Source: an optimization exercise on an open RTL-to-GDS flow (aim: small area and a short achievable clock period). Production flows keep margins and buffers that such runs may drop. RTL that was checked went through simulation tests only; none was proved equivalent to the original. Not every run is shown, and edits may drop behaviour that the tests do not exercise. Only the layout flow was run in run 1; the RTL was not checked for function there.

==> run_1/closeup.png <==
Window x 141 to 166, y 39 to 64 microns. Cells in gray, sequential cells in the stronger gray; small squares are vias.
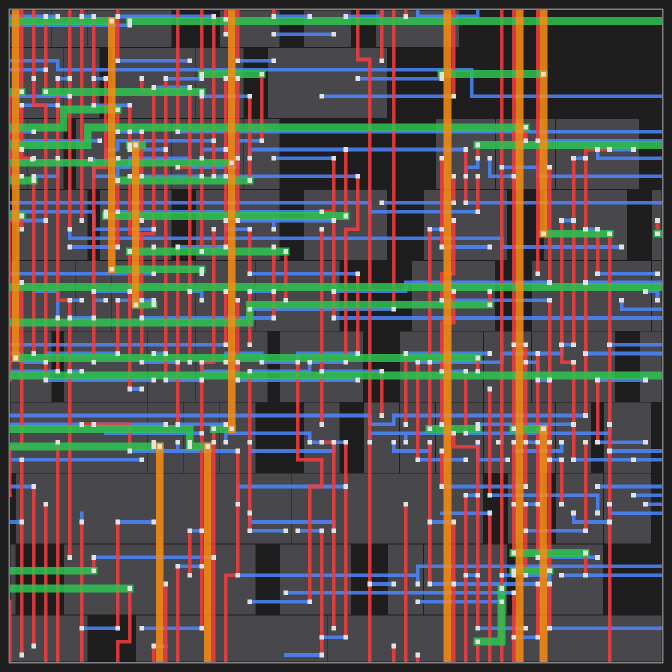
==> run_1/class_map.png <==
The bar under the picture is 50 microns long. Fill, decap, tap and diode cells in gray.
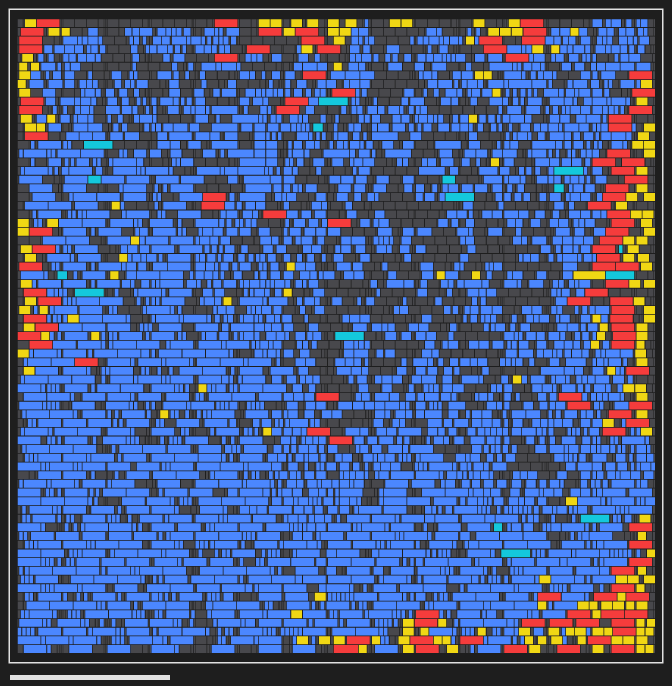
==> run_1/ff_map.png <==
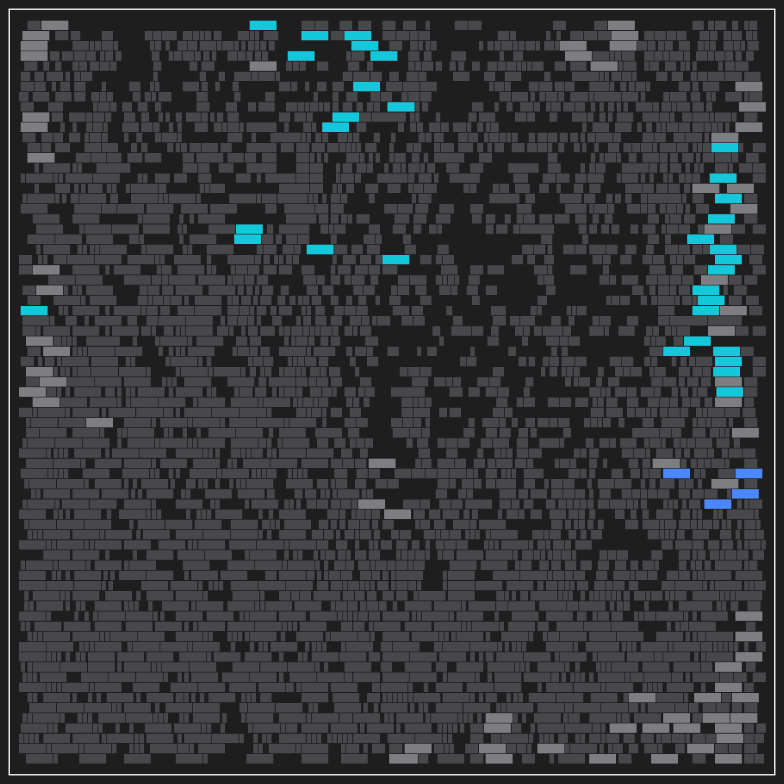
==> flow/design.v, too long to show whole: its modules and the start of the top module <==
// module ALU_top: 26 lines
// module FA: 6 lines
// module XNR2: 5 lines
// module OR2: 5 lines
// module XOR2: 5 lines
// module NOR2: 5 lines
// module PPN: 5 lines
// module ALU: 2911 lines
module ALU_top (clk, A, B, sel, Cin, Y, Cout, Negative, Zero, Overflow);
  // ...
==> flow/run.sh <==
#!/bin/bash
# synth_recipe.tcl (not shown) runs the flow's synth.tcl, then flattens the netlist and writes it again
# the make line also repeats each setting of config.mk as NAME=value (left out here)
make -C /OpenROAD-flow-scripts/flow DESIGN_CONFIG=/design/flow/config.mk WORK_HOME=/design/flow/orfs CLKGATE_MAP_FILE= SYNTH_SCRIPT=/design/flow/synth_recipe.tcl finish
==> flow/config.mk <==
export PLATFORM = sky130hd
export DESIGN_NAME = ALU_top
export DESIGN_NICKNAME = ALU_top
export VERILOG_FILES = /design/flow/design.v
export SDC_FILE = /design/flow/constraint.sdc
export NUM_CORES = 4
export LEC_CHECK = 0
export CAP_MARGIN = 20
export CORE_MARGIN = 2
export CORE_UTILIZATION = 65
export SLEW_MARGIN = 20
export SYNTH_HIERARCHICAL = 1
==> flow/constraint.sdc <==
create_clock -name core_clock -period 17.0 [get_ports {clk}]
set_input_delay 3.4000 -clock core_clock [delete_from_list [all_inputs] [get_ports {clk}]]
set_output_delay 3.4000 -clock core_clock [all_outputs]
set_load 0.01 [all_outputs]
==> run summary, run 1 <==
crit path kind reg -> reg; ys async rst share 0; most common cell after layout, fill and taps aside nand2_1; vias per cell approximately 7; most frequent cells in the layout 715 x nand2_1, 488 x fa_1, 172 x xnor2_1, 157 x nor2_1, 152 x a21oi_1; Hold Crit Class reg -> reg; Arr. time, crit path ~11,000 ps; Skew-Pair Late Insertion Delay between 400 and 500 ps; Fillers around 3,000; slowest cell delay on critical path 1040 ps; Final Cycle Share 0.637; CP delay by family, top adder cells; Net count, final 3,657; grt met1 use 0.614; vias in the first global route between 20,000 and 30,000; FF-to-FF setup slack roughly 6200 ps; sequential area share after synthesis 0.0808; die area 41,600 sq um; crit path max fanout 61; hold-critical path depth 3; max-slew violations 0; Rel. slew slack 0.189; Final TNS setup 0 ps; Post-synth EDFFs 0; met3 Use GR 0.186; Yosys cell types 86; core area 39,600 sq um; CP Buf/Inv Count 4; CP required between 15,000 and 20,000 ps; Rows between 70 and 80; Yosys reg bits approximately 110; cts-stage hold buffer count 0; status no timing/DRC/antenna violations; root buffer cell clkbuf_16; Ys Warns 8; initial antenna violation count 5; TritonRoute pass-1 iters 9; DR vias about 25,000; first-pass GRT wire length around 150 mm; Longest Clk Path Bufs 2; largest net degree at the start of global routing slightly above 60; DRC Markers 0; H-tree levels 3; Synth Flop Type dfxtp_1; Die X 204 microns
Back to the opening pictures, closeup.png:
legend:
  green:
    layer: M3
  red:
    layer: M2
  orange:
    layer: M4
  blue:
    layer: M1
cells with their middle in the window: 66
most frequent: xor2_1 (13), nand2_1 (11), a21oi_1 (8)
sequential cells in the window: 0

Back to the opening pictures, class_map.png:
legend:
  cyan:
    class: clock drivers and dummy loads
    cells: 16
    share_of_their_area: 1.0%
  yellow:
    class: remaining buffers and delay cells
    cells: 170
    share_of_their_area: 5.6%
  red:
    class: registers
    cells: 105
    share_of_their_area: 7.6%
  blue:
    class: remaining logic cells
    cells: 2,725
    share_of_their_area: 86%

Back to the opening pictures, ff_map.png:
legend:
  blue:
    name_in_the_netlist: sel_q
    sequential_cells: 4
  cyan:
    name_in_the_netlist: Y
    sequential_cells: 32
not colored: 69

[run 1: cell type report]
class                   count  area [sq um]  area share
multi-input cells        2669         23500       0.830
flip-flops and latches    105          2100      0.0744
repair buffers            170          1560      0.0551
well taps                 525           657      0.0232
clock buffers              10           229     0.00810
inverters                  56           210     0.00743
clock inverters             6          56.3     0.00199
diodes                      1          2.50   0.0000885
[run 1: kinds of logic after synthesis]
group,Yosys count,share of synthesized area
adders and majority gates,576,0.418
AOI/OAI and AO/OA,530,0.137
buffers and inverters,145,0.0213
DFF,105,0.0808
other,1,0.000144
xor gates and xnor gates,311,0.105
and+or+nand+nor,1145,0.190
muxes,101,0.0474
[run 1: per-stage QoR]
stage / area, sq um / cells / hold slack [ps] / worst slack, ps / util
6_report: 28300 / 3542 / 721 / 6180 / 0.713
5_1_grt: 28300 / 3541 / 759 / 5880 / 0.713
4_1_cts: 28200 / 3540 / 710 / 6430 / 0.712
3_5_place_dp: 27900 / 3524 / 697 / 6470 / 0.705
3_3_place_gp: 27900 / 3524 / 699 / 6640 / 0.705
2_1_floorplan: 26000 / 2919 / 602 / 7980 / -
[run 1: layer usage]
layer,wire [microns],share of wire
met2,42700,0.42
met5,65,0.00063
met3,15900,0.16
met1,34700,0.34
met4,9100,0.089
[run 1: synth_stat cells (28+ instances only)]
master,count,area (sq um)
inv_1,56,210
nand2_1,715,2680
xnor2_1,174,1520
a221oi_1,33,289
a21oi_1,153,766
ha_1,88,1100
nor3_1,34,170
xor2_1,137,1200
o21ai_0,94,470
nand4_1,34,213
fa_1,488,9770
dfxtp_1,105,2100
mux2_2,28,315
mux2i_1,58,581
clkbuf_1,64,240
nor2_1,162,608
nor4_1,30,188
nand3_1,38,190
a21o_1,42,315
[run 1: worst register-to-register path: stages (launching register included)]
cell and delay [ps]:
dfxtp_1 860, nor4_2 80, buf_4 260, inv_2 360, buf_4 630, and2_1 1080
nand2_1 260, fa_1 650, fa_1 450, fa_1 510, fa_1 450, fa_1 490
fa_1 580, xor2_1 370, a21o_1 180, a21o_1 150, a21oi_1 100, o21bai_1 220
a21o_1 140, a221o_1 240, a21oi_1 190, o31ai_1 660, a21oi_1 220, xnor2_2 160
buf_4 470, nand4_1 300, o311a_1 380, a211o_1 280
--- run 2: outline of the changes from run 1 ---
flow/design.v: 2969 -> 2371 lines; modules unchanged: 7
  DN9: new, 5 lines
  PPN3: new, 5 lines
  HAP: new, 6 lines
  BSEL: new, 5 lines
  ALU: edited, 2911 -> 2292 lines
==> module BSEL as of run 2 <==
module BSEL (o, x, t, xp, y);
  input o, x, t, xp;
  output y;
  assign y = ~((o & x) | (t & xp));
endmodule
==> module DN9 as of run 2 <==
module DN9 (sel, y);
  input [3:0] sel;
  output y;
  assign y = ~(sel == 4'd9);
endmodule
==> module HAP as of run 2 <==
module HAP (a, b, s, co);
  input a, b;
  output s, co;
  assign s = a ^ b;
  assign co = a & b;
endmodule
==> module PPN3 as of run 2 <==
module PPN3 (a, b, g, y);
  input a, b, g;
  output y;
  assign y = ~(a & b & g);
endmodule
==> flow/flow/run.sh (new file) <==
#!/bin/bash
# Own layout flow: the standard flow (standard.sh) with two changes.
#  1. Synthesis: the standard synthesis script, except that the final ABC
#     technology mapping uses flow/abc_area_map.script (area-oriented "map -a"
#     instead of "map -B 0.9" with buffering/upsizing). Registers, fsm/share
#     skipping, flattening and renaming are those of synth_recipe.tcl.
#  2. Timing repair after CTS and global routing aims for 10 ns of setup slack
#     (SETUP_SLACK_MARGIN); the clock period and constraints are unchanged.
# Each tool's output is in orfs/logs/ and the whole run's in run_standard.log.
set -euo pipefail
here=$(pwd)
cp flow/abc_area_map.script "$here/abc_area_map.script"
{
  echo 'proc abc {args} {'
  echo '  set i [lsearch -exact $args -script]'
  echo "  if {\$i >= 0} { lset args [expr {\$i + 1}] $here/abc_area_map.script }"
  echo '  yosys abc {*}$args'
  echo '}'
  cat synth_recipe.tcl
} > my_synth.tcl
echo "export SETUP_SLACK_MARGIN = 10" >> config.mk
sed "s|SYNTH_SCRIPT=[^ ]*|SYNTH_SCRIPT=$here/my_synth.tcl|" standard.sh > my_standard.sh
grep -q "SYNTH_SCRIPT=$here/my_synth.tcl" my_standard.sh
bash my_standard.sh > run_standard.log 2>&1
==> flow/flow/abc_area_map.script (new file) <==
strash
dch
map -a
topo
stime -c
==> flow/standard.sh (new file) <==
#!/bin/bash
# synth_recipe.tcl (not shown) runs the flow's synth.tcl, then flattens the netlist and writes it again
# the make line also repeats each setting of config.mk as NAME=value (left out here)
make -C /OpenROAD-flow-scripts/flow DESIGN_CONFIG=/design/flow/config.mk WORK_HOME=/design/flow/orfs CLKGATE_MAP_FILE= SYNTH_SCRIPT=/design/flow/synth_recipe.tcl "${@:-finish}"
--- a/flow/config.mk
+++ b/flow/config.mk
@@ -8,5 +8,6 @@
 export CAP_MARGIN = 20
 export CORE_MARGIN = 2
-export CORE_UTILIZATION = 65
+export CORE_UTILIZATION = 50
 export SLEW_MARGIN = 20
 export SYNTH_HIERARCHICAL = 1
+export SETUP_SLACK_MARGIN = 10
removed: flow/run.sh
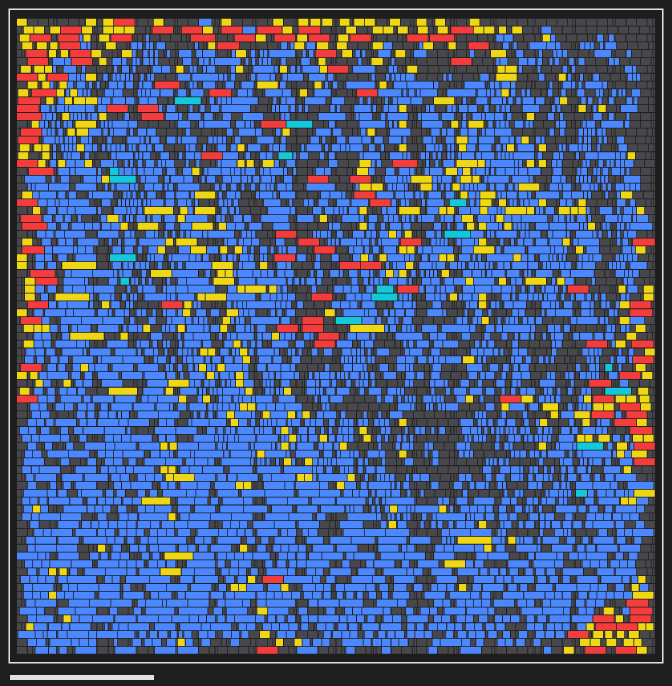
(run_2/class_map.png)
The bar under the picture is 50 microns long. Fill, decap, tap and diode cells in gray.
legend:
  yellow:
    class: remaining buffers and delay cells
    cells: 400
    share_of_their_area: 12%
  red:
    class: registers
    cells: 105
    share_of_their_area: 6.7%
  blue:
    class: remaining logic cells
    cells: 3,120
    share_of_their_area: 80%
  cyan:
    class: clock drivers and dummy loads
    cells: 16
    share_of_their_area: 0.95%
sequential portion of the cell area: 0.0649
core area: 48,700 sq um

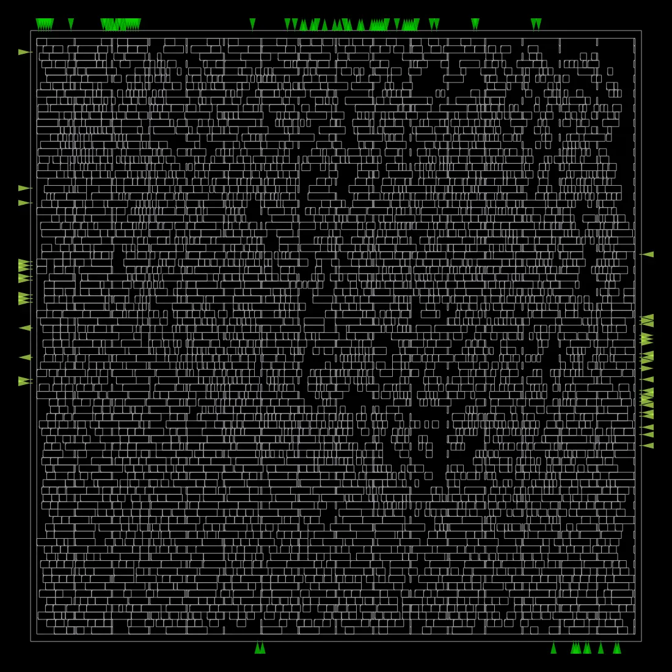
(run_2/placed.png)
tap cells: 664
Post-Layout Cell Count: 4,309

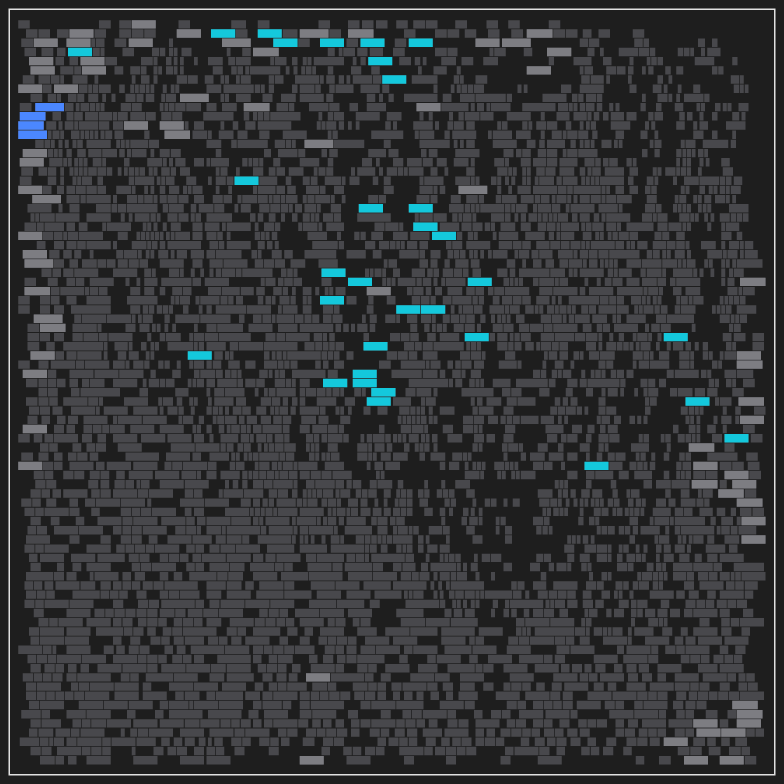
(run_2/ff_map.png)
legend:
  blue:
    name_in_the_netlist: sel_q
    sequential_cells: 4
    where: north-west
  cyan:
    name_in_the_netlist: Y
    sequential_cells: 32
not colored: 69

==> run summary, run 2 <==
CTS tree built; Die X 226 microns (+11%); root buffer cell clkbuf_16; Post-DP Area 27,600 sq um (-1.2%); clock slew at reported path FFs between 100 and 150 ps; Final Cycle Share 0.436 (-0.201); CP delay by family, top compound AO/OA/AOI/OAI gates; Critical Path End Type flop; placed wire-length estimate roughly 86 mm; Area growth, synth to finish 35.4%; Final Util 0.684 (-0.0294); initial antenna violation count 7 (+2); Top Layer Used met5; Fin Clk Skew 40.9 ps; drt wl/cell about 28 microns; cts-stage hold buffer count 0 (unchanged); layout cells sized above 1 0.255; IO Pins between 100 and 150; DR vias 28,900 (+14%); most common cell after layout, fill and taps aside xor2_1; first-pass GRT wire length 175 mm (+13%); Max Cap Viol 0; sequential area share after synthesis 0.0854 (+0.00454); CTS buffer count 9; slowest cell delay on critical path 430 ps (-610 ps); Remaining Overflow, GRT 0; GRT Resource Usage Total 0.465; top-area cell type share of the netlist area 0.213 (-0.163); Reg2Reg Depth between 40 and 50; TritonRoute pass-1 iters 9 (unchanged); Hold Fails Final Rpt 0; top cells by count, synth 521 x xor2_1, 352 x nand2_1, 349 x clkinv_1; Net count, final 4,074 (+11%); Yosys reg bits 105 (unchanged); Longest Clk Path Bufs 2 (unchanged); final setup vio count 0; Fillers 3,980 (+32%); Port Buffers roughly 110; fmax around 0.14 GHz; Arr. time, crit path 7660 ps (-3470 ps); Rel. slew slack 0.0408 (-0.148); worst hold slack 603 ps (-117 ps); top-count cell post-synth xor2_1; Netlist Area Pre-Place 24,600 sq um; Yosys cell types 47 (-45%); ys async rst share 0 (unchanged); Post-synth EDFFs 0 (unchanged); vias in the first global route 28,000 (+7.4%); cell taking the most area after synthesis fa_1; ranking of synthesized cells by area fa_1 21%, xor2_1 19%, a22oi_1 9.6%, dfxtp_1 8.5%, ha_1 5.4%; Slowest-stage cell, CP a311oi_4; fin area 33,300 sq um (+18%); Skew-Pair Late Insertion Delay 430 ps (about the same); Final min period approximately 7400 ps; met3 wire length 17.1 mm (+7.5%); CP required 17,250 ps (-60 ps); die area 51,000 sq um (+23%); H-tree levels 3 (unchanged); DRC Markers 0 (unchanged); vias per cell 6.70 (-6.1%); largest net degree at the start of global routing 61 (-1.6%); DRT iter0 DRCs ~3,800; metal2 WL 50.1 mm (+17%); hold-critical path depth 2 (-1); Rows 81 (+11%); Synth Flop Type dfxtp_1; Ys Warns 8 (unchanged); Met1 Wirelength 45.2 mm (+30%); crit path max fanout 8 (-87%); FF-to-FF setup slack 9590 ps (+3420 ps); max-slew violations 0 (unchanged); Hold Crit Class reg -> reg; most frequent cell on the critical path nor2_4; Final TNS setup 0 ps (unchanged); status no timing/DRC/antenna violations; crit path kind reg -> reg; CP Buf/Inv Count 11 (+7); clk sink count around 110; most frequent cells in the layout 455 x xor2_1, 320 x nand2_1, 290 x a22oi_1, 257 x clkinv_1, 246 x nor2_1
-- run 2: changes by cell type in the layout (fill, tap and decap cells not counted), moves of 89 or more --
cell	previous run	this run
nand2_1	715	320
xor2_1	135	455
a22oi_1	12	290
clkinv_1	0	257
fa_1	488	231
buf_4	64	228
xnor2_1	172	41
nor2_1	157	246
-- run 2: repair_timing --
item,4_1_cts,5_1_grt
pin swaps,111,117
endpoints found under the setup margin,35,34
resized for setup,464,306
setup buffers,140,81
cloned,26,4
-- run 2: cell families (layout without fill, tap and decap cells) --
logic type,count (synthesis),after routing,synth area share
compound gates,925,927,0.239
xor+xnor,568,569,0.202
fa+ha+maj,368,368,0.267
buf+inv,349,774,0.0532
flops,105,105,0.0854
mux,5,5,0.00203
other cells,1,9,0.000152
simple gates,880,888,0.151
-- run 2: area by class of cell --
| cell class | instances | area, sq um | area share |
|---|---|---|---|
| well taps | 664 | 831 | 0.0249 |
| diodes | 4 | 10.0 | 0.000300 |
| flip-flops and latches | 105 | 2170 | 0.0649 |
| repair buffers | 400 | 3950 | 0.118 |
| inverters | 349 | 1570 | 0.0472 |
| multi-input cells | 2762 | 24400 | 0.733 |
| clock buffers | 10 | 239 | 0.00717 |
| repair inverters | 9 | 62.6 | 0.00188 |
| clock inverters | 6 | 68.8 | 0.00206 |
-- run 2: per-stage QoR --
step / setup slack [ps] / std cells
2_1_floorplan: 8680 / 3205
3_3_place_gp: 7330 / 4036
3_5_place_dp: 7400 / 4037
4_1_cts: 9880 / 4219
5_1_grt: 9500 / 4305
6_report: 9590 / 4309
-- run 2: metal layers --
metal,up-vias,global-route usage
met3,623,0.154
met5,-,0
li1,12100,-
met2,2259,0.684
met4,8,0.251
met1,13900,0.601
-- run 2: worst min-delay path: stages, from the launching register on --
cell and delay (ps):
dfxtp_2 390, a21oi_1 90, o2111ai_2 100
==> run 3, diff against run 2 <==
--- a/flow/design.v
+++ b/flow/design.v
@@ -396,7 +396,10 @@
   wire [23:0] mx = {~s9, A[22:16] & {7{~s9}}, A[15:0]};
   wire [23:0] my = {~s9, B[22:16] & {7{~s9}}, B[15:0]};
-  wire [23:0] xg = {ns9, A[22:16] & {7{ns9}}, A[15:0]};    
+  wire ns9x, ns9y;
+  DN9 udn9x (.sel(sel), .y(ns9x));
+  DN9 udn9y (.sel(sel), .y(ns9y));
+  wire [23:0] xg = {ns9x, A[22:16] & {7{ns9x}}, A[15:0]};    
   wire [23:0] xu = {1'b1, A[22:0]};                       
-  wire [24:0] yv = {ns9, B[22:16] & {7{ns9}}, B[15:0], 1'b0};   
+  wire [24:0] yv = {ns9y, B[22:16] & {7{ns9y}}, B[15:0], 1'b0};   
   wire bo0 = yv[1] ^ yv[0];
   wire bt0 = (yv[2] & ~yv[1] & ~yv[0]) | (~yv[2] & yv[1] & yv[0]);
@@ -2343,8 +2346,6 @@
   wire zf = fnorm ? ~(|fman[23:1]) : ~(|fman[22:0]);
   wire zm = prod[47] ? (~(|prod[46:24]) & (esum == 8'hff)) : (~(|prod[45:23]) & (esum == 8'h00));
-  wire [31:0] zq = mp[31:0] ^ {ra[30:0] | rb[30:0], 1'b0};
-  wire zp = ~(|zq);
-  wire za = (A == B);
-  wire zadd = s6 ? ~(|asum) : za;
+  wire zp = ~(|prod[31:0]);
+  wire zadd = ~(|asum);               
   reg zo;
   always @(*) begin
==> flow/flow/run.sh (replaced) <==
#!/bin/bash
# Own layout flow: the standard flow (standard.sh) with three changes.
#  1. Synthesis: the standard synthesis script, except that the final ABC
#     technology mapping uses flow/abc_area_map.script (area-oriented "map -a"
#     instead of "map -B 0.9" with buffering/upsizing). Registers, fsm/share
#     skipping, flattening and renaming are those of synth_recipe.tcl.
#  2. The timing repair after CTS aims for 10 ns of setup slack
#     (SETUP_SLACK_MARGIN); the clock period and constraints are unchanged.
#  3. After global routing only the design (slew/cap) repair and hold repair
#     run: the setup margin there is 0, so no further setup-driven upsizing.
# Each tool's output is in orfs/logs/ and the whole run's in run_*.log here.
set -euo pipefail
here=$(pwd)
cp flow/abc_area_map.script "$here/abc_area_map.script"
{
  echo 'proc abc {args} {'
  echo '  set i [lsearch -exact $args -script]'
  echo "  if {\$i >= 0} { lset args [expr {\$i + 1}] $here/abc_area_map.script }"
  echo '  yosys abc {*}$args'
  echo '}'
  cat synth_recipe.tcl
} > my_synth.tcl
sed "s|SYNTH_SCRIPT=[^ ]*|SYNTH_SCRIPT=$here/my_synth.tcl|" standard.sh > my_standard.sh
grep -q "SYNTH_SCRIPT=$here/my_synth.tcl" my_standard.sh
bash my_standard.sh cts SETUP_SLACK_MARGIN=10 > run_to_cts.log 2>&1
bash my_standard.sh finish SETUP_SLACK_MARGIN=0 > run_finish.log 2>&1
--- a/flow/config.mk
+++ b/flow/config.mk
@@ -6,8 +6,7 @@
 export NUM_CORES = 4
 export LEC_CHECK = 0
-export CAP_MARGIN = 20
+export CAP_MARGIN = 40
 export CORE_MARGIN = 2
-export CORE_UTILIZATION = 50
-export SLEW_MARGIN = 20
+export CORE_UTILIZATION = 55
+export SLEW_MARGIN = 40
 export SYNTH_HIERARCHICAL = 1
-export SETUP_SLACK_MARGIN = 10
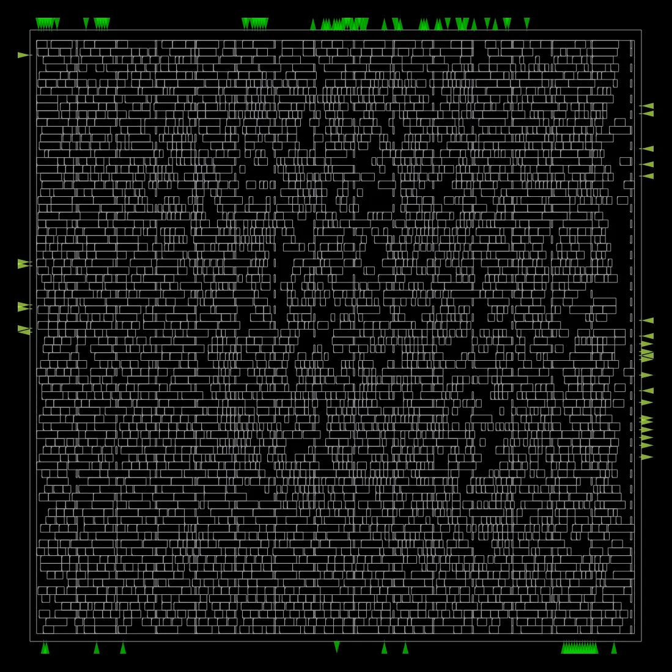
(run_3/placed.png)
Final Util: 0.688
tap cells: 585
core area: 43,100 sq um

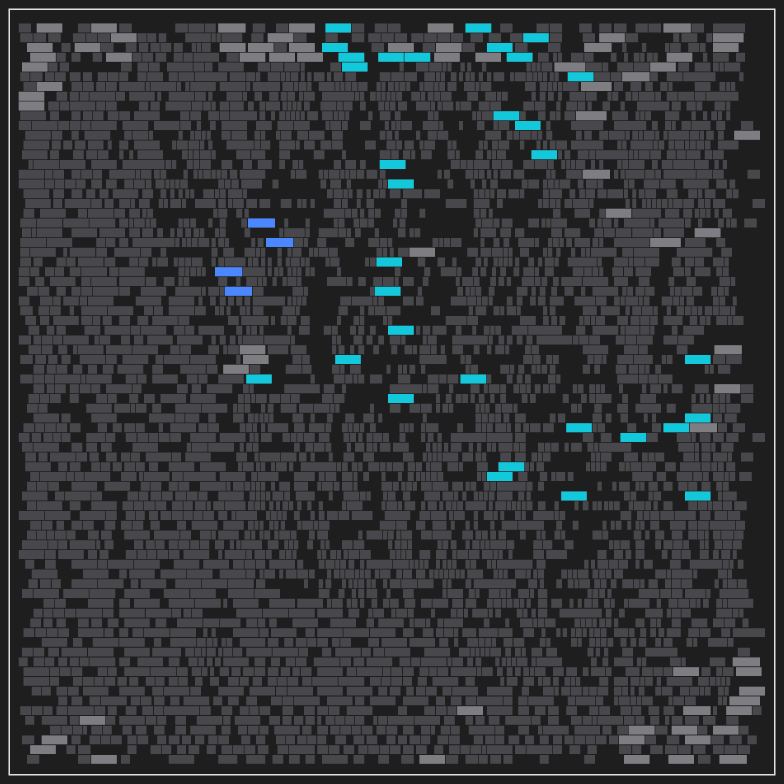
(run_3/ff_map.png)
legend:
  cyan:
    name_in_the_netlist: Y
    sequential_cells: 32
  blue:
    name_in_the_netlist: sel_q
    sequential_cells: 4
Sequential cell area: 2140 sq um
sequential portion of the cell area: 0.0723

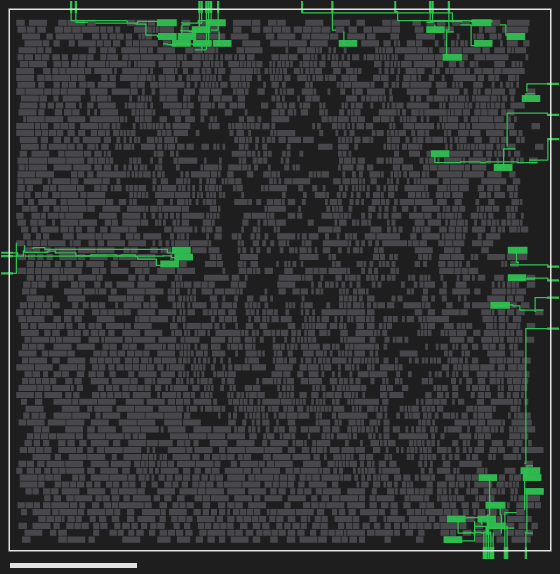
(run_3/port_trees.png)
The bar under the picture is 50 microns long.
legend:
  green:
    port: B
    bits: 32
    direction: input
    end_cells: 32
    buffers: 32
    wire: 1,100 microns
IO Pins: 106
Port Buffers: 105

==> run summary, run 3 <==
CP Buf/Inv Count 5 (-6); final setup vio count 0 (unchanged); Skew-Pair Late Insertion Delay 420 ps (about the same); initial antenna violation count 2 (-5); layout cells sized above 1 0.154 (-0.101); hold-critical path depth 2 (unchanged); slowest cell delay on critical path 610 ps (+180 ps); Die X 213 microns (-5.7%); Post-Layout Cell Count 4,022 (-6.7%); FF-to-FF setup slack 9720 ps (+130 ps); Setup crit start kind flop; Netlist Area Pre-Place 24,000 sq um (-2.3%); met2 Use GR 0.718 (+0.0335); TritonRoute pass-1 iters 10 (+1); vias per cell 6.61 (-1.4%); area of the multi-input gates 22,100 sq um (-9.7%); Post-DP Area 26,900 sq um (-2.5%); Slowest-stage cell, CP fa_1; Remaining Overflow, GRT 0 (unchanged); first-pass GRT wire length 158 mm (-9.5%); top cells by count, synth 455 x xor2_1, 333 x clkinv_1, 327 x nand2_1; Fillers 3,654 (-8.2%); largest net degree at the start of global routing 42 (-31%); DRC Markers 0 (unchanged); grt met1 use 0.559 (-0.0414); DR vias 26,600 (-8.0%); H-tree levels 3 (unchanged); crit path max fanout 25 (+17); Yosys cell types 44 (-6.4%); Fin Clk Skew 22.8 ps (-18.1 ps); drt wl/cell 26.1 microns (-7.2%); met3 Use GR 0.113 (-0.0414); Yosys reg bits 105 (unchanged); clk sink count 105 (unchanged); Longest Clk Path Bufs 2 (unchanged); Synth Flop Type dfxtp_1; root buffer cell clkbuf_16; Rows 76 (-6.2%); crit path kind reg -> reg; DRT iter0 DRCs 3,410 (-11%); ys async rst share 0 (unchanged); Critical Path End Type flop; clock slew at reported path FFs 90 ps (-30 ps); GRT Max-Usage Layer met2; placed insts 3,863 (-4.3%); Arr. time, crit path 7610 ps (-50 ps); most common cell after layout, fill and taps aside xor2_1; Reg2Reg Depth 26 (-45%); WP depth 26; Rel. slew slack 0.379 (+0.338); Post-Route WL roughly 110 mm; Ys Warns 8 (unchanged); status no timing/DRC/antenna violations; fin area 29,600 sq um (-11%); Final TNS setup 0 ps (unchanged); Hold Crit Class reg -> reg; cell taking the most area after synthesis fa_1; most frequent cells in the layout 436 x xor2_1, 308 x a22oi_1, 303 x nand2_1, 273 x nor2_1, 270 x clkinv_1; Max Cap Viol 0 (unchanged); CTS tree built; CP delay by family, top adder cells; fmax 0.137 GHz (+1.7%); Post-synth EDFFs 0 (unchanged); GRT Resource Usage Total 0.467 (+0.00257); cts-stage hold buffer count 0 (unchanged); most frequent cell on the critical path fa_1; vias in the first global route 26,600 (-5.0%); Net count, final 3,867 (-5.1%); sequential area share after synthesis 0.0874 (+0.00204); CTS buffer count 9 (unchanged); placed wire-length estimate 78.5 mm (-8.6%); Final Cycle Share 0.428 (-0.00743); worst slew pin tran about 930 ps; top-count cell post-synth xor2_1; max-slew violations 0 (unchanged); die area 45,400 sq um (-11%); CP required 17,330 ps (+80 ps); Area growth, synth to finish 23.2%; top-area cell type share of the netlist area 0.218 (+0.00510); Hold Fails Final Rpt 0 (unchanged); Final min period 7280 ps (-126 ps); ranking of synthesized cells by area fa_1 22%, xor2_1 17%, a22oi_1 9.6%, dfxtp_1 8.7%, ha_1 5.5%
-- run 3: kinds of logic after synthesis --
kind of cell | share of synthesized area
AOI/OAI and AO/OA | 0.236
and+or+nand+nor | 0.144
xor gates and xnor gates | 0.205
adders and majority gates | 0.273
buffers and inverters | 0.0520
DFF | 0.0874
muxes | 0.00172
other | 0.000156
-- run 3: cell type report --
type | instances | share of cell area
multi-input combinational | 2682 | 0.746
clock buffer | 11 | 0.00891
timing repair buffer | 297 | 0.0989
clock inverter | 5 | 0.00156
inverter | 333 | 0.0474
sequential | 105 | 0.0723
antenna | 3 | 0.000253
timing repair inverter | 1 | 0.000169
tap | 585 | 0.0247
-- run 3: repair_timing --
item / CTS / global route
gates resized for setup: 319 / 0
setup buffers: 118 / 0
setup endpoints to repair: 34 / 0
-- run 3: stage by stage --
step,worst slack (ps),utilization,hold slack [ps]
after global placement,7840,0.620,631
after detailed placement,7690,0.625,640
after floorplan,8810,-,536
after CTS,9950,0.687,612
after global routing,9170,0.687,649
final,9720,0.688,620
-- run 3: metal layers --
| metal | up-vias | part of all wire |
|---|---|---|
| met5 | - | 0 |
| met4 | 0 | 0.093 |
| met3 | 554 | 0.12 |
| met2 | 1946 | 0.43 |
| met1 | 12600 | 0.36 |
| li1 | 11500 | - |
-- run 3: tightest hold or removal path: cells and delay by family (launching register included) --
family | cells | cell delay, ps
flip-flops | 1 | 410
AO/OA/AOI/OAI | 2 | 180
--- run 4: outline of the changes from run 3 ---
flow/design.v: 2372 -> 2796 lines; modules unchanged: 11
  INV: new, 5 lines
  AOI21: new, 5 lines
  OAI21: new, 5 lines
  NAND2: new, 5 lines
  ALU: edited, 2293 -> 2697 lines
==> module NAND2 as of run 4 <==
module NAND2 (a, b, y);
  input a, b;
  output y;
  assign y = ~(a & b);
endmodule
==> module INV as of run 4 <==
module INV (a, y);
  input a;
  output y;
  assign y = ~a;
endmodule
==> module AOI21 as of run 4 <==
module AOI21 (a1, a2, b1, y);
  input a1, a2, b1;
  output y;
  assign y = ~((a1 & a2) | b1);
endmodule
==> module OAI21 as of run 4 <==
module OAI21 (a1, a2, b1, y);
  input a1, a2, b1;
  output y;
  assign y = ~((a1 | a2) & b1);
endmodule
--- a/flow/flow/run.sh
+++ b/flow/flow/run.sh
@@ -9,4 +9,5 @@
 #  3. After global routing only the design (slew/cap) repair and hold repair
 #     run: the setup margin there is 0, so no further setup-driven upsizing.
+#  4. Port buffers are sky130_fd_sc_hd__buf_1 (every port still gets one).
 # Each tool's output is in orfs/logs/ and the whole run's in run_*.log here.
 set -euo pipefail
@@ -23,4 +24,5 @@
 sed "s|SYNTH_SCRIPT=[^ ]*|SYNTH_SCRIPT=$here/my_synth.tcl|" standard.sh > my_standard.sh
 grep -q "SYNTH_SCRIPT=$here/my_synth.tcl" my_standard.sh
+echo "export BUFFER_PORTS_ARGS = -buffer_cell sky130_fd_sc_hd__buf_1" >> config.mk
 bash my_standard.sh cts SETUP_SLACK_MARGIN=10 > run_to_cts.log 2>&1
 bash my_standard.sh finish SETUP_SLACK_MARGIN=0 > run_finish.log 2>&1
--- a/flow/config.mk
+++ b/flow/config.mk
@@ -11,2 +11,3 @@
 export SLEW_MARGIN = 40
 export SYNTH_HIERARCHICAL = 1
+export BUFFER_PORTS_ARGS = -buffer_cell sky130_fd_sc_hd__buf_1
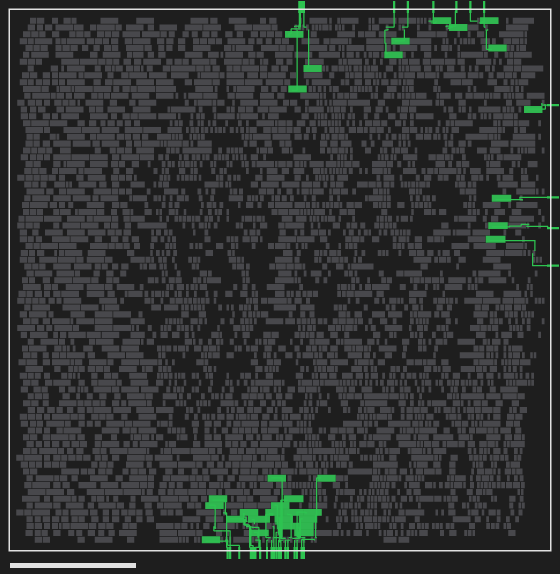
(run_4/port_trees.png)
The bar under the picture is 50 microns long.
legend:
  green:
    port: B
    bits: 32
    direction: input
    end_cells: 32
    buffers: 32
    wire: 618 microns

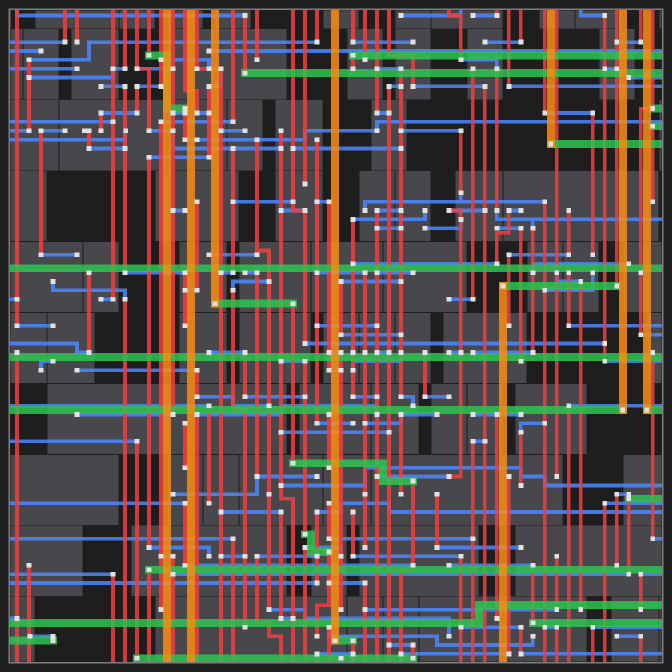
(run_4/closeup.png)
Window x 149 to 174, y 41 to 66 microns. Cells in gray, sequential cells in the stronger gray; small squares are vias.
legend:
  red:
    layer: M2
  orange:
    layer: M4
  blue:
    layer: M1
  green:
    layer: M3
cells with their middle in the window: 58
most frequent: clkinv_1 (12), nand2_1 (8), buf_4 (6)
sequential cells in the window: 0

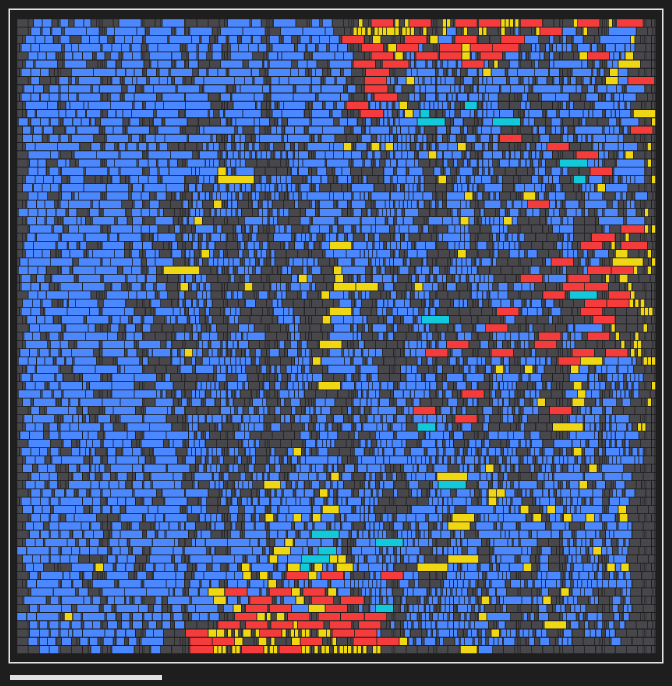
(run_4/class_map.png)
The bar under the picture is 50 microns long. Fill, decap, tap and diode cells in gray.
legend:
  red:
    class: registers
    cells: 105
    share_of_their_area: 7.7%
  cyan:
    class: clock drivers and dummy loads
    cells: 16
    share_of_their_area: 1.1%
  yellow:
    class: remaining buffers and delay cells
    cells: 239
    share_of_their_area: 6.4%
  blue:
    class: remaining logic cells
    cells: 3,129
    share_of_their_area: 85%

==> run summary, run 4 <==
Post-synth EDFFs 0 (unchanged); Remaining Overflow, GRT 0 (unchanged); DR vias 27,200 (+2.3%); CTS buffer count 9 (unchanged); Rel. slew slack 0.402 (+0.0230); CP Buf/Inv Count 9 (+4); top-area cell type share of the netlist area 0.214 (-0.00402); cts-stage hold buffer count 0 (unchanged); Net count, final 3,921 (+1.4%); slowest cell delay on critical path 590 ps (-20 ps); Rows 77 (+1.3%); FF-to-FF setup slack 9520 ps (-200 ps); CP delay by family, top compound AO/OA/AOI/OAI gates; Port Buffers 105 (unchanged); vias in the first global route 28,100 (+5.4%); gpl congestion ~1.1; Reg2Reg Depth 31 (+19%); Place WS 8210 ps (+519 ps); clock slew at reported path FFs 90 ps (about the same); Final TNS setup 0 ps (unchanged); Yosys cell types 36 (-18%); Yosys reg bits 105 (unchanged); sequential area share after synthesis 0.0858 (-0.00161); worst hold slack 592 ps (-28.0 ps); crit path kind reg -> reg; Die X 215 microns (+0.92%); Longest Clk Path Bufs 2 (unchanged); layout cells sized above 1 0.122 (-0.0320); Max Cap Viol 0 (unchanged); max-slew violations 0 (unchanged); Final Cycle Share 0.440 (+0.0120); most common cell after layout, fill and taps aside xor2_1; worst slew pin tran 891 ps (-37.9 ps); most frequent cell on the critical path clkinv_1; Arr. time, crit path 7790 ps (+180 ps); Hold Fails Final Rpt 0 (unchanged); drt wl/cell 26.9 microns (+2.9%); TritonRoute pass-1 iters 7 (-3); initial antenna violation count 0 (-2); Mapped Cells between 3,000 and 4,000; Fin Clk Skew 15.7 ps (-7.05 ps); ys async rst share 0 (unchanged); DRC Markers 0 (unchanged); Final min period 7480 ps (+204 ps); Netlist Area Pre-Place 24,500 sq um (+1.9%); die area 46,300 sq um (+1.8%); GRT Resource Usage Total 0.474 (+0.00690); Hold Crit Class reg -> reg; vias per cell 6.66 (+0.79%); clk sink count 105 (unchanged); status no timing/DRC/antenna violations; Skew-Pair Late Insertion Delay 400 ps (-20 ps); cell taking the most area after synthesis fa_1; top cells by count, synth 442 x xor2_1, 408 x nand2_1, 337 x nor2_1; Slowest-stage cell, CP nor2_2; Synth Flop Type dfxtp_1; CP required 17,310 ps (-20 ps); CTS tree built; Ys Warns 8 (unchanged); Area growth, synth to finish 17.1%; IO Pins 106 (unchanged); PnR worst setup slack 9520 ps (-204 ps); root buffer cell clkbuf_16; final setup vio count 0 (unchanged); placed insts 3,988 (+3.2%); first-pass GRT wire length 167 mm (+5.3%); crit path max fanout 26 (+4.0%); Critical Path End Type flop; Setup crit start kind flop; DRT iter0 DRCs 3,418 (+0.23%); fmax 0.134 GHz (-2.7%); WP depth 31 (+19%); Post-Layout Cell Count 4,082 (+1.5%); top-count cell post-synth xor2_1; Post-Route WL 110 mm (+4.5%); core area 44,100 sq um (+2.4%); H-tree levels 3 (unchanged); hold-critical path depth 1 (-1); ranking of synthesized cells by area fa_1 21%, xor2_1 16%, a22oi_1 9.3%, dfxtp_1 8.6%, nand2_1 6.3%; placed wire-length estimate 82.9 mm (+5.6%); most frequent cells in the layout 410 x xor2_1, 392 x nand2_1, 303 x a22oi_1, 297 x nor2_1, 259 x fa_1; largest net degree at the start of global routing 43 (+2.4%)
-- run 4: cell types whose count changed after synthesis, moves of 16 or more --
cell,previous run,this run
nand2_1,327,408
nor2_1,311,337
nand3_1,75,59
o21ai_0,239,284
a21oi_1,208,258
clkinv_1,333,286
-- run 4: worst reg2reg max path, delay by kind of cell, from the launching register on --
family	cells	cell delay [ps]
buf+inv	9	1640
flops	1	430
fa+ha+maj	1	350
simple gates	8	1430
compound gates	11	3070
xor+xnor	2	510
-- run 4: per-layer routing --
metal  vias up  global-route usage  wire length [microns]
met1     12700               0.536                  37300
met3       683               0.158                  14200
met4         0               0.377                  10500
li1      11700                   -                      -
met5         -                   0                      0
met2      2026               0.736                  47800
-- run 4: cell type report --
class,count,area [sq um]
Multi-Input combinational cell,2843,22500
Sequential cell,105,2140
Clock buffer,9,225
Clock inverter,7,88.8
Fill cell,4027,15400
Timing Repair Buffer,239,1780
Inverter,286,1180
Tap cell,592,741
Antenna cell,1,2.50
-- run 4: what timing repair did --
| item | 4_1_cts | 5_1_grt |
|---|---|---|
| endpoints found under the setup margin | 35 | 0 |
| resized for setup | 239 | 0 |
| setup buffers | 63 | 0 |
-- run 4: metrics by stage --
step                utilization  cell area, sq um
finish                    0.650             28700
global placement          0.603             26600
global route              0.650             28700
detailed placement        0.604             26700
floorplan                     -             25000
CTS                       0.649             28600
-- run 4: cell families (layout without fill, tap and decap cells) --
| family | Yosys count | after routing | synth area share |
|---|---|---|---|
| flops | 105 | 105 | 0.0858 |
| fa+ha+maj | 367 | 367 | 0.268 |
| compound gates | 985 | 988 | 0.247 |
| simple gates | 917 | 919 | 0.153 |
| mux | 10 | 10 | 0.00409 |
| buf+inv | 286 | 541 | 0.0438 |
| other cells | 1 | 6 | 0.000153 |
| xor+xnor | 553 | 554 | 0.198 |
==> run 5, diff against run 4 <==
--- a/flow/config.mk
+++ b/flow/config.mk
@@ -8,5 +8,5 @@
 export CAP_MARGIN = 40
 export CORE_MARGIN = 2
-export CORE_UTILIZATION = 55
+export CORE_UTILIZATION = 60
 export SLEW_MARGIN = 40
 export SYNTH_HIERARCHICAL = 1
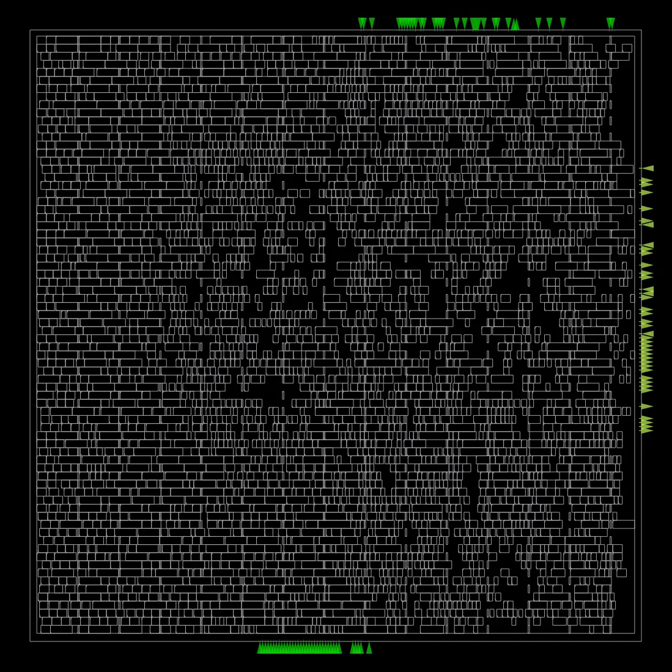
(run_5/placed.png)
Post-Layout Cell Count: 4,047
Seq Cell Count: 105
tap cells: 532
Final Util: 0.716
Rows: 74

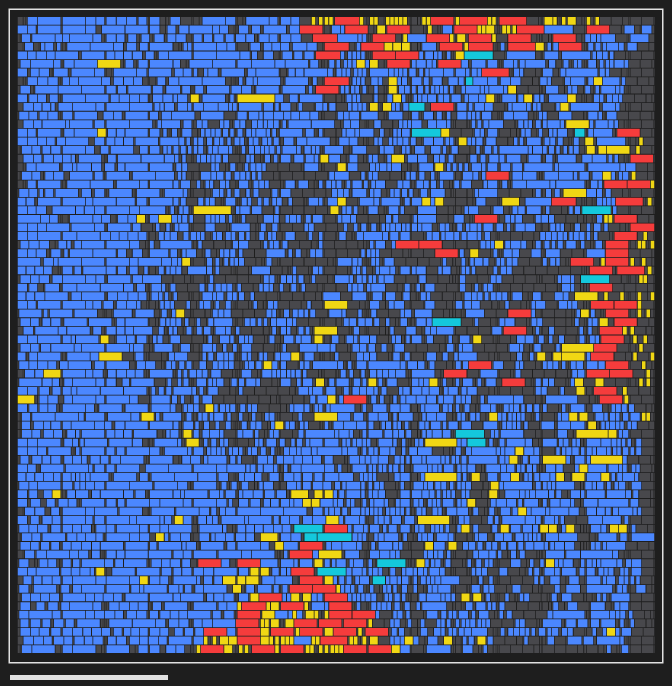
(run_5/class_map.png)
The bar under the picture is 50 microns long. Fill, decap, tap and diode cells in gray.
legend:
  blue:
    class: remaining logic cells
    cells: 3,128
    share_of_their_area: 84%
  yellow:
    class: remaining buffers and delay cells
    cells: 265
    share_of_their_area: 7.0%
  red:
    class: registers
    cells: 105
    share_of_their_area: 7.6%
  cyan:
    class: clock drivers and dummy loads
    cells: 16
    share_of_their_area: 1.1%
sequential portion of the cell area: 0.0739
fin area: 29,000 sq um

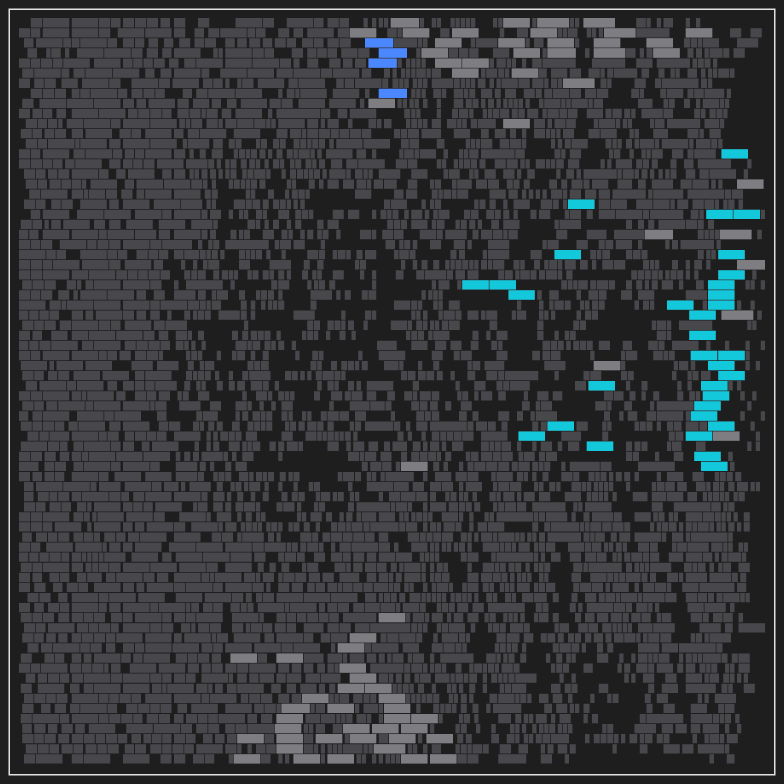
(run_5/ff_map.png)
Sequential cell area: 2140 sq um

==> run summary, run 5 <==
Yosys reg bits 105 (unchanged); top-count cell post-synth xor2_1; CP required 17,300 ps (about the same); largest net degree at the start of global routing 45 (+4.7%); Mapped Cells 3,224 (unchanged); Post-Route WL 111 mm (+0.92%); Hold Fails Final Rpt 0 (unchanged); Die X 206 microns (-4.2%); DRT iter0 DRCs 3,639 (+6.5%); die area 42,500 sq um (-8.2%); crit path kind reg -> reg; IO Pins 106 (unchanged); hold-critical path depth 1 (unchanged); Setup crit start kind flop; cell taking the most area after synthesis fa_1; Arr. time, crit path 7830 ps (+40 ps); Synth Flop Type dfxtp_1; cts-stage hold buffer count 0 (unchanged); Skew-Pair Late Insertion Delay 390 ps (about the same); FF-to-FF setup slack 9460 ps (-50 ps); Final Cycle Share 0.443 (+0.00306); placed wire-length estimate 83.1 mm (+0.29%); clock slew at reported path FFs 90 ps (about the same); core area 40,600 sq um (-8.1%); Max Cap Viol 0 (unchanged); worst slew pin tran 960 ps (+69.0 ps); Port Buffers 105 (unchanged); most common cell after layout, fill and taps aside xor2_1; most frequent cell on the critical path clkinv_1; Final min period 7540 ps (+52.1 ps); max-slew violations 0 (unchanged); layout cells sized above 1 0.135 (+0.0131); top cells by count, synth 442 x xor2_1, 408 x nand2_1, 337 x nor2_1; H-tree levels 3 (unchanged); top-area cell type share of the netlist area 0.214 (unchanged); fmax 0.133 GHz (-0.69%); ys async rst share 0 (unchanged); ranking of synthesized cells by area fa_1 21%, xor2_1 16%, a22oi_1 9.3%, dfxtp_1 8.6%, nand2_1 6.3%; DRC Markers 0 (unchanged); Net count, final 3,946 (+0.64%); Slowest-stage cell, CP a21oi_1; slowest cell delay on critical path 750 ps (+160 ps); initial antenna violation count 4 (+4); Netlist Area Pre-Place 24,500 sq um (unchanged); sequential area share after synthesis 0.0858 (unchanged); DR vias 28,200 (+3.6%); TritonRoute pass-1 iters 10 (+3); Fin Clk Skew 15.6 ps (-0.156 ps); Area growth, synth to finish 18.4%; Place WS 7880 ps (-330 ps); most frequent cells in the layout 405 x xor2_1, 389 x nand2_1, 304 x a22oi_1, 296 x nor2_1, 258 x fa_1; first-pass GRT wire length 166 mm (-0.40%); crit path max fanout 26 (unchanged); Ys Warns 8 (unchanged); CTS buffer count 9 (unchanged); Hold Crit Class reg -> reg; GRT Resource Usage Total 0.521 (+0.0472); status no timing/DRC/antenna violations; Reg2Reg Depth 33 (+6.5%); Final TNS setup 0 ps (unchanged); PnR worst setup slack 9460 ps (-52.1 ps)
run 5: changes by cell type in the layout (fill, tap and decap cells not counted), sizes merged:
cell,change
nand3,-1
clkinv,-1
bufinv,+1
clkbuf,+1
a21oi,-1
buf,+26
run 5: kinds of logic after synthesis:
family,count (synthesis),share of synthesized area
simple gates,917,0.153
xor+xnor,553,0.198
fa+ha+maj,367,0.268
buf+inv,286,0.0438
other cells,1,0.000153
mux,10,0.00409
flops,105,0.0858
compound gates,985,0.247
run 5: routing by layer:
| layer | track usage | vias up | wire length (microns) |
|---|---|---|---|
| li1 | - | 11800 | - |
| met1 | 0.572 | 13100 | 36200 |
| met2 | 0.797 | 2369 | 47600 |
| met3 | 0.171 | 897 | 14400 |
| met4 | 0.485 | 2 | 12700 |
| met5 | 0.00476 | - | 8 |
run 5: repair_timing:
item,4_1_cts,5_1_grt
buffers inserted,85,0
gates resized for setup,268,0
endpoints found under the setup margin,35,0
run 5: final cells by class:
| type | count | area [sq um] |
|---|---|---|
| sequential | 105 | 2140 |
| inverter | 286 | 1220 |
| timing repair buffer | 265 | 1990 |
| clock buffer | 10 | 239 |
| multi-input combinational | 2841 | 22700 |
| tap | 532 | 666 |
| fill | 3235 | 11500 |
| clock inverter | 6 | 83.8 |
| antenna | 1 | 2.50 |
| timing repair inverter | 1 | 5.00 |
run 5: worst max-delay path, delay by kind of cell (launching register included):
kind / cells / cell delay [ps]
flip-flops: 1 / 420
XOR/XNOR: 2 / 520
AO/OA/AOI/OAI: 11 / 3150
buffers and inverters: 8 / 1540
adder cells (fa/ha/maj): 1 / 350
AND/OR/NAND/NOR: 11 / 1420
run 5: stage by stage:
step | instance area (sq um) | std cells | hold WS, ps
after detailed placement | 26700 | 3932 | 599
after CTS | 29000 | 4045 | 578
final | 29000 | 4047 | 587
after floorplan | 25000 | 3228 | 528
after global routing | 29000 | 4046 | 616
after global placement | 26500 | 3924 | 593

-- separate check: timing with driven ports --
The flow's constraints put no driver on any port. The routed layouts listed below were extracted and timed again, unchanged, in two steps.
Step 1 sets driving cells, clkbuf_16 on the clock port and buf_2 on the other inputs (assumed; they add their load-dependent delay and slew).
Step 2 moves the port delays by t, midway between the first and last clock arrival at a register: inputs arrive t later, outputs are due t later. That takes back most of the time a late clock gives input paths.
Slacks: ideal / step 1 / step 2; pairs: ideal / step 1.
run	t, ns	slack for setup (ns)	worst data-port slew with drivers (ns)	pins driven straight from the clock port
run 1	0.460	6.177 / 6.177 / 6.177	0.11	1
run 2	0.470	9.593 / 9.593 / 9.593	0.07	1
run 3	0.470	9.719 / 9.719 / 9.719	0.06	1
run 4	0.443	9.515 / 9.515 / 9.515	0.04	1
run 5	0.435	9.463 / 9.463 / 9.463	0.05	1
After both steps setup and hold are still met in every run listed.
